Source: an optimization exercise on an open RTL-to-GDS flow (aim: small area). Production flows keep margins and buffers that such runs may drop. The RTL was checked by simulation tests, not by an equivalence proof against the original design.

Flops by top-level scope:
Other sequential cells in the stronger grey, the rest of the logic in the fainter grey.
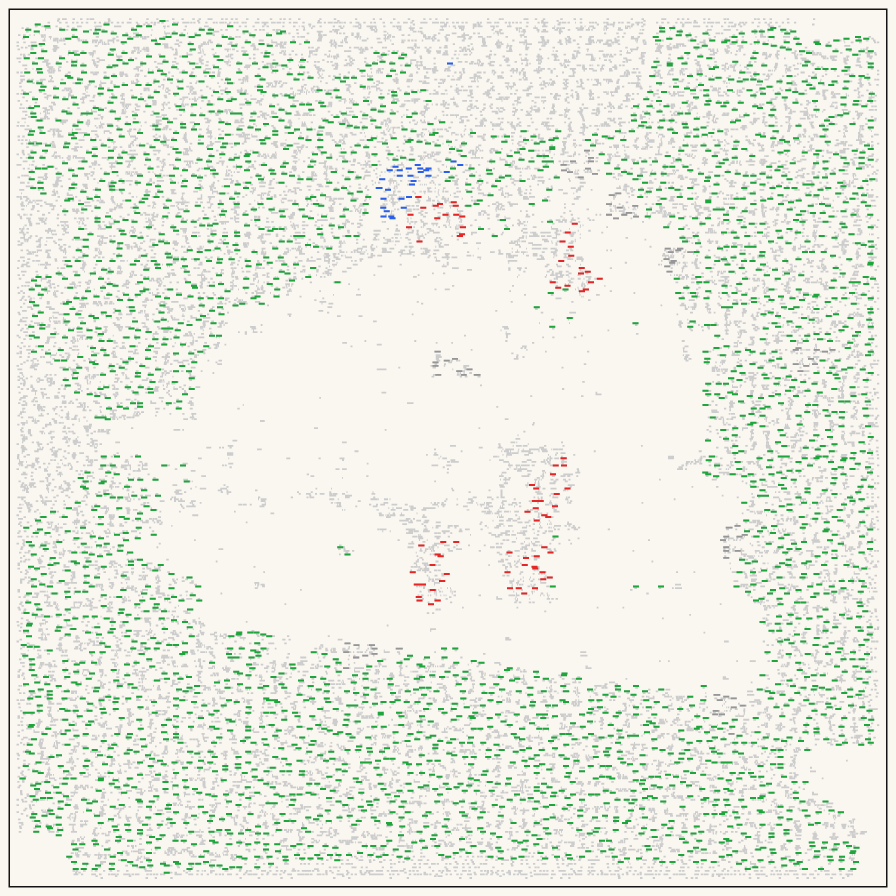
Wiring by layer:
Bar = 500 um.
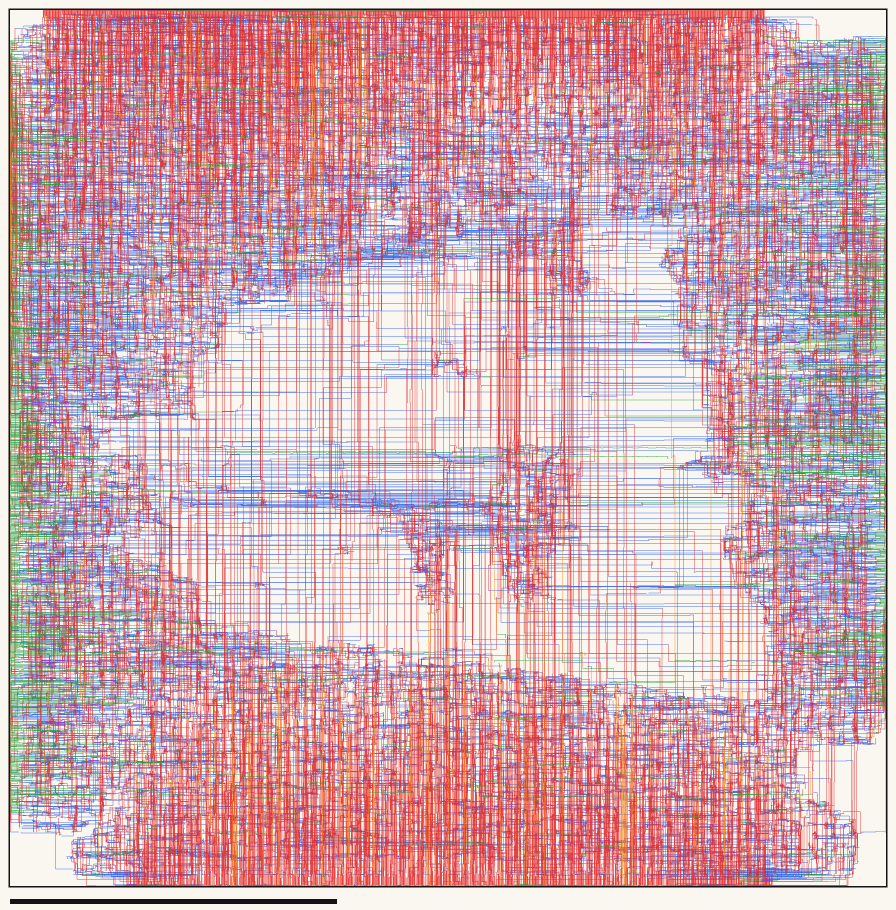
The clock network:
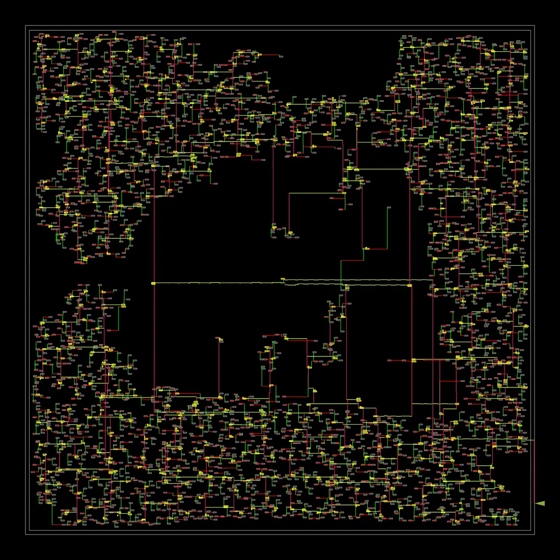
Metal 3:
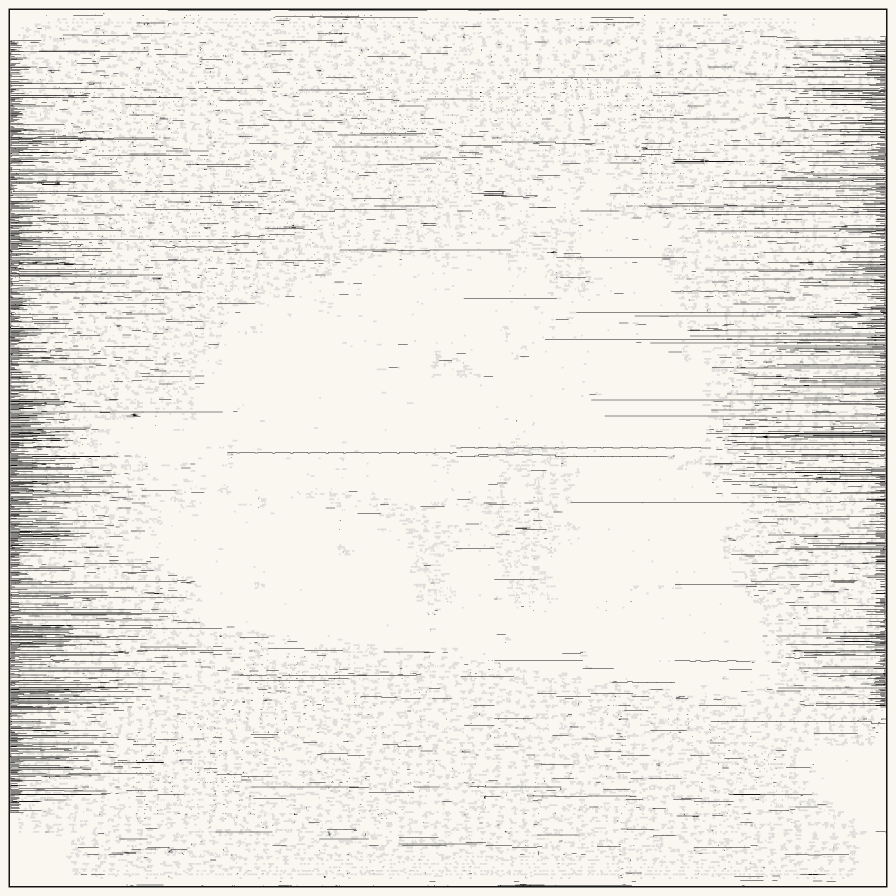
`config.mk`:
```
export PLATFORM = sky130hd
export DESIGN_NAME = FC
export DESIGN_NICKNAME = FC
export VERILOG_FILES = /design/flow/design.v
export SDC_FILE = /design/flow/constraint.sdc
export NUM_CORES = 4
export LEC_CHECK = 0
export CAP_MARGIN = 20
export CORE_AREA = 10 10 1330 1330
export DIE_AREA = 0 0 1340 1340
export PLACE_DENSITY = 0.22
export SLEW_MARGIN = 20
```
`run.sh`:
```
#!/bin/bash
# synth_recipe.tcl (not shown) runs the flow's synth.tcl, then flattens the netlist and writes it again
# the make line also repeats each setting of config.mk as NAME=value (left out here)
make -C /OpenROAD-flow-scripts/flow DESIGN_CONFIG=/design/flow/config.mk WORK_HOME=/design/flow/orfs CLKGATE_MAP_FILE= SYNTH_SCRIPT=/design/flow/synth_recipe.tcl finish
```
`design.v`:
```
module wreg
(
    input logic clk,     
    input logic rst_n,   
    input logic enable,
    input logic [5-1:0][64-1:0][10-1:0]in,  
    output logic [5-1:0][64-1:0][10-1:0]out  
);
    logic [5-1:0][64-1:0][10-1:0]out_;
    always_ff @(posedge clk or negedge rst_n) begin : proc_1
        if(~rst_n) begin
            	out_ <= 0;
        end else if (enable) begin
            	out_ <= in;
        end
    end
    always_comb begin : proc_2
        out <= out_;
    end
endmodule
module SobolRNG (
    input logic clk,     
    input logic rst_n,   
    input logic enable,
    input logic [4-1:0] vecIdx,  
    input logic [10-1:0][10-1:0] dirVec,
    output logic [10-1:0] out  
);
    always_ff @(posedge clk or negedge rst_n) begin : proc_out
        if(~rst_n) begin
            out <= 0;
        end else begin
            if(enable) begin
                out <= out ^ dirVec[vecIdx];
            end else begin
                out <= out;
            end
        end
    end
endmodule
module LSZ (
    input logic [10-1:0] in,  
    output logic [4-1:0] lszIdx  
);
    logic [10-1:0] inacc;
    logic [10-1:0] outoh;
    genvar i;
    assign inacc[0] = ~in[0];
    generate
        for (i = 1; i < 10; i++) begin
            assign inacc[i] = inacc[i-1] | ~in[i];
        end
    endgenerate
    assign outoh[0] = inacc[0];
    generate
        for (i = 1; i < 10; i++) begin
            assign outoh[i] = inacc[i-1] ^ inacc[i];
        end
    endgenerate
        always_comb begin : proc_10
            case(outoh)
                'b0000000001 : lszIdx = 'd0;
                'b0000000010 : lszIdx = 'd1;
                'b0000000100 : lszIdx = 'd2;
                'b0000001000 : lszIdx = 'd3;
                'b0000010000 : lszIdx = 'd4;
                'b0000100000 : lszIdx = 'd5;
                'b0001000000 : lszIdx = 'd6;
                'b0010000000 : lszIdx = 'd7;
                'b0100000000 : lszIdx = 'd8;
                'b1000000000 : lszIdx = 'd9;
                default : lszIdx = 'd0;
            endcase  
        end
endmodule
module cntWithEn 
(
    input logic clk,     
    input logic rst_n,   
    input logic enable,
    output logic [10-1:0]cntOut
);
    logic [10-1:0]cnt;
    always_ff @(posedge clk or negedge rst_n) begin : proc_1
        if(~rst_n) begin
            cnt <= 0;
        end else begin
            cnt <= cnt + enable;
        end
    end
    always_comb begin : proc_2
        cntOut <= cnt;
    end
endmodule
module ShiftReg
(
    input logic clk,     
    input logic rst_n,   
    input logic [10-1:0]serial_in,  
    output logic [(64+32-1)/32-1:0][10-1:0]parallel_out  
);
    logic [(64+32-1)/32-2:0][10-1:0]out_;
    genvar i;
    generate
    for (i=1; i < (64+32-1)/32-1; i=i+1) begin
    always_ff @(posedge clk or negedge rst_n) begin : proc_ff
        if(~rst_n) begin
            out_[i] <= 0;
        end else begin
            out_[i] <= out_[i-1];
        end
    end
    end
    endgenerate
    always_ff @(posedge clk or negedge rst_n) begin : proc_ff
        if(~rst_n) begin
            out_[0] <= 0;
        end else begin
            out_[0] <= serial_in;
        end
    end
    always_comb begin : proc_comb
	parallel_out[(64+32-1)/32-1:1] <= out_[(64+32-1)/32-2:0];
        parallel_out[0] <= serial_in;
    end
endmodule
module SobolRNGDim1 (
    input logic clk,     
    input logic rst_n,   
    input logic enable,
    output logic[(64+32-1)/32-1:0][10-1:0] rng_seq
);
    logic [10-1:0]sobolSeq;
    logic [10-1:0] cntNum;
    logic [4-1:0] vecIdx;
    logic [10-1:0][10-1:0] dirVec;
    cntWithEn u_cntWithEn(
        .clk(clk),
        .rst_n(rst_n),
        .enable(enable),
        .cntOut(cntNum)
        );
    LSZ u_LSZ(
        .in(cntNum),
        .lszIdx(vecIdx)
        );
        always_comb begin : proc_dirVec_10
            dirVec[0] <= 'd512;
            dirVec[1] <= 'd256;
            dirVec[2] <= 'd128;
            dirVec[3] <= 'd64;
            dirVec[4] <= 'd32;
            dirVec[5] <= 'd16;
            dirVec[6] <= 'd8;
            dirVec[7] <= 'd4;
            dirVec[8] <= 'd2;
            dirVec[9] <= 'd1;
        end
    SobolRNG u_SobolRNG(
        .clk(clk),
        .rst_n(rst_n),
        .enable(enable),
        .vecIdx(vecIdx),
        .dirVec(dirVec),
        .out(sobolSeq)
        );
    ShiftReg U_shiftreg(
	.clk(clk),
	.rst_n(rst_n),
	.serial_in(sobolSeq),
	.parallel_out(rng_seq));
endmodule
module cmp_input
(
    input logic [(64+32-1)/32-1:0][10-1:0]rng_cnt,
    input logic [64-1:0][10-1:0]in,
    output logic [64-1:0] cmp_out
);
    genvar i;
    generate 
    for (i = 0; i<64; i = i+1)
    begin
    always_comb begin : proc_2
        cmp_out[i] = (in[i] >= rng_cnt[i/32]);
    end
    end
    endgenerate
endmodule
module in_BSG
(
    input clk,
    input rst_n,
    input enable,
    input logic [64-1:0][10-1:0]in,
    output logic [64-1:0] input_rate
);
    logic [(64+32-1)/32-1:0][10-1:0]rng_seq;
    SobolRNGDim1 U_input_rng(
	.clk(clk),
	.rst_n(rst_n),
	.enable(enable),
	.rng_seq(rng_seq));
    cmp_input U_input_rate_cmp(
	.rng_cnt(rng_seq),
	.in(in),
	.cmp_out(input_rate));
endmodule
module cnt_temporal
(
    input logic clk,     
    input logic rst_n,   
    input logic enable,
    output logic [(64*5+32-1)/32-1:0][10-1:0]cntOut
);
    logic[(64*5+32-1)/32-1:0][10-1:0]cnt;
    genvar share_w;
    generate
    for (share_w=0; share_w<(64*5+32-1)/32; share_w=share_w+1) begin
    always_ff @(posedge clk or negedge rst_n) begin : proc_1
        if(~rst_n) begin
            cnt[share_w] <= 0;
        end else begin
            cnt[share_w] <= cnt[share_w] + enable;
        end
    end
    end
    endgenerate
    always_comb begin : proc_2
        cntOut <= cnt;
    end
endmodule
module cmp_weight
(
    input logic [(64*5+32-1)/32-1:0][10-1:0]rng_cnt,
    input logic [5-1:0][64-1:0][10-1:0]in,
    output logic [5-1:0][64-1:0] cmp_out
);
    genvar i;
    genvar j;
    generate 
    for (j = 0; j<5; j = j+1) begin
    for (i = 0; i<64; i = i+1) begin
    always_comb begin : proc_2
        cmp_out[j][i] = (in[j][i] > rng_cnt[i*j/32]);
    end
    end
    end
    endgenerate
endmodule
module weight_BSG
(
    input clk,
    input rst_n,
    input enable,
    input logic[5-1:0][64-1:0][10-1:0] weight_reg,
    output logic[5-1:0][64-1:0]  weight_temporal
);
    logic [(64*5+32-1)/32-1:0][10-1:0] cntOut;
    cnt_temporal U_weight_temporal_cnt(
	.clk(clk),
	.rst_n(rst_n),
	.enable(enable),
	.cntOut(cntOut));
    cmp_weight U_weight_temporal_cmp(
	.rng_cnt(cntOut),
	.in(weight_reg),
	.cmp_out(weight_temporal));
endmodule
module comb_mult
(
    input logic [64-1:0]in,
    input logic [5-1:0][64-1:0]weight,
    output logic [5-1:0][64-1:0] mult_out
);
    genvar i;
    genvar j;
    generate 
    for (j = 0; j<5; j = j+1) begin
    for (i = 0; i<64; i = i+1) begin
    always_comb begin : proc_2
        mult_out[j][i] = (~in[i] & ~weight[j][i]) | (in[i] & weight[j][i]);
    end
    end
    end
    endgenerate
endmodule
module UnsignedAdderTree(in_addends, out_sum);
parameter DATA_WIDTH = 1;
parameter LENGTH = 64;
localparam OUT_WIDTH = DATA_WIDTH + $clog2(LENGTH);
localparam LENGTH_A = LENGTH / 2;
localparam LENGTH_B = LENGTH - LENGTH_A;
localparam OUT_WIDTH_A = DATA_WIDTH + $clog2(LENGTH_A);
localparam OUT_WIDTH_B = DATA_WIDTH + $clog2(LENGTH_B);
input [LENGTH*DATA_WIDTH-1:0] in_addends ;
output [OUT_WIDTH-1:0] out_sum;
generate
	if (LENGTH == 1) begin : g_leaf
		assign out_sum = in_addends;
	end else begin : g_split
		logic [OUT_WIDTH_A-1:0] sum_a;
		logic [OUT_WIDTH_B-1:0] sum_b;
		logic [LENGTH_A*DATA_WIDTH-1:0] addends_a ;
		logic [LENGTH_B*DATA_WIDTH-1:0] addends_b ;
		assign addends_a = in_addends[LENGTH_A*DATA_WIDTH-1:0];
		assign addends_b = in_addends[LENGTH*DATA_WIDTH-1:LENGTH_A*DATA_WIDTH];
		UnsignedAdderTree #(
			.DATA_WIDTH(DATA_WIDTH),
			.LENGTH(LENGTH_A)
		) subtree_a (
			.in_addends(addends_a),
			.out_sum(sum_a)
		);
		UnsignedAdderTree #(
			.DATA_WIDTH(DATA_WIDTH),
			.LENGTH(LENGTH_B)
		) subtree_b (
			.in_addends(addends_b),
			.out_sum(sum_b)
		);
		assign out_sum = sum_a + sum_b;
	end
endgenerate
endmodule
module PC
(
    input logic[5-1:0][64-1:0] mulOut,
    output logic[5-1:0][6:0] pc_out_comb
);
    genvar j;
    generate
    for (j=0; j<5; j = j+1) begin
    UnsignedAdderTree U_adderTree(
	.in_addends(mulOut[j]),
	.out_sum(pc_out_comb[j])
	);
    end
    endgenerate
endmodule
module accumulator
(
    input logic clk,     
    input logic rst_n,   
    input logic enable,
    input logic control_knob,
    input logic clear,
    input logic[5-1:0] [6:0]val,  
    output logic [5-1:0][10+6-1:0]sum
);
    logic[5-1:0][10+6-1:0] sum_;
    genvar j;
    generate
    for (j=0; j < 5; j=j+1) begin
    always_ff @(posedge clk or negedge rst_n) begin : proc_1
        if(~rst_n) begin
            sum_[j] <= 0;
	end else if (clear) begin
	    sum_[j] <= 0;
        end else begin
		if (enable) begin
			sum_[j] <= sum_[j]+val[j];
		end
		else begin
			sum_[j] <= sum_[j];
		end
        end
    end
    end
    endgenerate
    always_comb begin : proc_2
        sum <= sum_;
    end
endmodule
module ReLU
(
    input logic [5-1:0][10+6-1:0]in,
    output logic [5-1:0][10-1:0] relu_out
);
    genvar j;
    generate
    for (j=0; j<5; j = j+1) begin
    always_comb begin 
        if (in[j][10+6-1:10-1] < 64-1) begin: clip_to_0
		relu_out[j] = '0;  
	end 
	else if (in[j][10+6-1] & in[j][10-1]) begin: clip_to_255
		relu_out[j] = '1;  
	end 
	else if (in[j][10+6-1]==1'b0) begin : less_than_0_no_clip
		relu_out[j] = {1'b0, in[j][(10-2):0]};
	end
	else begin: gt_0_no_clip
		relu_out[j] = {1'b1, in[j][(10-2):0]};
	end
    end
    end
    endgenerate
endmodule
module neuron
(
    input clk,
    input rst_n,
    input enable,
    input toggle,
    input logic [64-1:0] input_rate,
    input logic [5-1:0][64-1:0] weight_temporal,
    output logic [5-1:0][10-1:0]mac_out_clipped
);
    logic [5-1:0][64-1:0] mulOut;
    logic [5-1:0][6:0]pc_out_comb;
    logic [5-1:0][10+6-1:0]mac_out;
    comb_mult U_comb_mult(
	.in(input_rate),
	.weight(weight_temporal),
	.mult_out(mulOut));
    PC U_pc(
	.mulOut(mulOut),
	.pc_out_comb(pc_out_comb)
	);
    accumulator U_accumulator(
	.clk(clk),
	.rst_n(rst_n),
	.enable(enable),
	.control_knob(toggle),
	.clear('0),
	.val(pc_out_comb),
	.sum(mac_out));
    ReLU U_ReLU(
	.in(mac_out),
	.relu_out(mac_out_clipped));
endmodule
module FC(
    input logic clk,     
    input logic rst_n,   
    input logic enable,
    input logic toggle,
    input logic [64-1:0][10-1:0]in,
    input logic [5-1:0][64-1:0][10-1:0]weight,
    output logic [5-1:0][10-1:0]mac_out_clipped
);
    logic [5-1:0][64-1:0][10-1:0]weight_reg;
    logic [64-1:0] input_rate;
    logic [5-1:0][64-1:0] weight_temporal;
    wreg U_reg_weight(
	.clk(clk),
	.rst_n(rst_n),
	.enable(enable),
	.in(weight),
	.out(weight_reg));
    in_BSG U_in_bsg(
	.clk(clk),
	.rst_n(rst_n),
	.enable(enable),
	.in(in),
	.input_rate(input_rate));
    weight_BSG U_weight_bsg(
	.clk(clk),
	.rst_n(rst_n),
	.enable(enable),
	.weight_reg(weight_reg),
	.weight_temporal(weight_temporal));
    neuron U_neuron(
	.clk(clk),
	.rst_n(rst_n),
	.enable(enable),
	.toggle(toggle),
	.input_rate(input_rate),
	.weight_temporal(weight_temporal),
	.mac_out_clipped(mac_out_clipped));
endmodule
```
`constraint.sdc`:
```
create_clock -name core_clock -period 12.0 [get_ports {clk}]
set_input_delay 2.4000 -clock core_clock [delete_from_list [all_inputs] [get_ports {clk}]]
set_output_delay 2.4000 -clock core_clock [all_outputs]
set_load 0.01 [all_outputs]
```
==> flow_summary.json <==
{
  "status": "finished clean",
  "period_needed_ns": 10.65,
  "fmax_mhz": 93.9,
  "min_path_type": "reg2reg",
  "syn_inst": 19200,
  "die_y_mm": 1.34,
  "non_clock_inverter_count": 863,
  "cts-root-buf": "clkbuf_16",
  "nets": 32100,
  "grt-busiest-layer": "met2",
  "vias_per_cell": 3.78,
  "use_met1_pct": 21.5,
  "htree_levels": 6,
  "synth.most_common_cell": "ha_1",
  "layout.nonclk_buf_share_pct": 14.5,
  "area_dominant_class": "multi-input gates",
  "clk_pin_slew_ns": 0.06,
  "placed_cells": 46500,
  "io_buffer_count": 3892,
  "rsz0062_at_grt": "no",
  "cts_hold_buf": 0,
  "setup_viol": 0,
  "cp.arrival_ns": 11.65,
  "largest-register": "U_reg_weight.out_",
  "pre_cts_ws_ns": 0.157,
  "worstHoldStart": "U_in_bsg.U_input_rng.u_SobolRNG.out[5]$_DFFE_PN0P_",
  "synth_ff_type": "dfrtp_1",
  "synth_top_family_by_area": "adder cells",
  "largest_reg_flops": 3200,
  "synth-simple-area-share_pct": 8.10,
  "synth_edf_count": 0,
  "antenna_found_initial": 1626,
  "postSynthAreaPerCell_sq_um": 11.5,
  "layout_common_cells": "ha_1 (3994), clkdlybuf4s50_1 (3889), dfrtp_1 (3385), mux2_2 (2895)",
  "yosys-mux-area-fraction_pct": 14.7,
  "hold-path-endpoint": "U_in_bsg.U_input_rng.U_shiftreg.out_[5]$_DFF_PN0_",
  "drc_errors": 0,
  "largestRegisters": "U_reg_weight.out_ x3200, U_neuron.U_accumulator.sum_ x80, U_weight_bsg.U_weight_temporal_cnt.cnt x80",
  "fin_area_sq_um": 317000,
  "timing.hold.ws_ns": 0.408
}
## Picture notes: 'flops by top-level scope'
red -> `U_neuron`  # flops 80
green -> `U_reg_weight`  # flops 3200, where spread over the die
blue -> `U_in_bsg`  # flops 30, where north
not coloured = 80
Die Area: 1800000 sq um
Non-Filler Instances: 47900
Util after Layout: 18.2%

## Picture notes: 'wiring by layer'
purple -> met5  # wire length 4590 um
blue -> met1  # wire length 692 mm
green -> met3  # wire length 102 mm
red -> met2  # wire length 891 mm
orange -> met4  # wire length 54.5 mm
WL per Instance: 36.4 um
Routed WL: 1740 mm
Total GRT Usage: 18.7%

## Picture notes: 'the clock network'
final-layout clock buffer total: 851
number of sequential cells: 3390
number of buffers created by CTS: 561
Clock Sinks: 3390

## Picture notes: 'metal 3'
longest straight run = 560 um
share of all routed wire = 5.8%
main direction = horizontal
nets with wire on the layer = 2976
wire length on this layer = 102 mm
routed via count: 181000
GR Util met3: 4.89%

==> what the ideal ports hide <==
The results above use ideal ports. As a check the final layout listed here was re-extracted and re-timed, cells and wires unchanged. Step 1 (the two cells are an assumption about what drives the block):
set clk [get_ports {clk}]
set_driving_cell -lib_cell sky130_fd_sc_hd__clkbuf_16 $clk
set_driving_cell -lib_cell sky130_fd_sc_hd__buf_2 [delete_from_list [all_inputs] $clk]
Step 2 moves the port delays by t, midway between the first and last clock arrival at a register: inputs arrive t later, outputs are due t later. That takes back most of the time a late clock gives input paths. a / b / c = ideal / step 1 / step 2; a / b = the first two.
shift t [ns]: 1.302
setup WS [ns]: 1.353 / 1.488 / 0.186
latest minus earliest clock arrival (ns): 0.110 / 0.109
worst data-port slew with drivers (ns): 0.83
After both steps this run still meets setup and hold. The setup slack of this run moves by +0.135 ns with the drivers and by -1.167 ns with both steps.
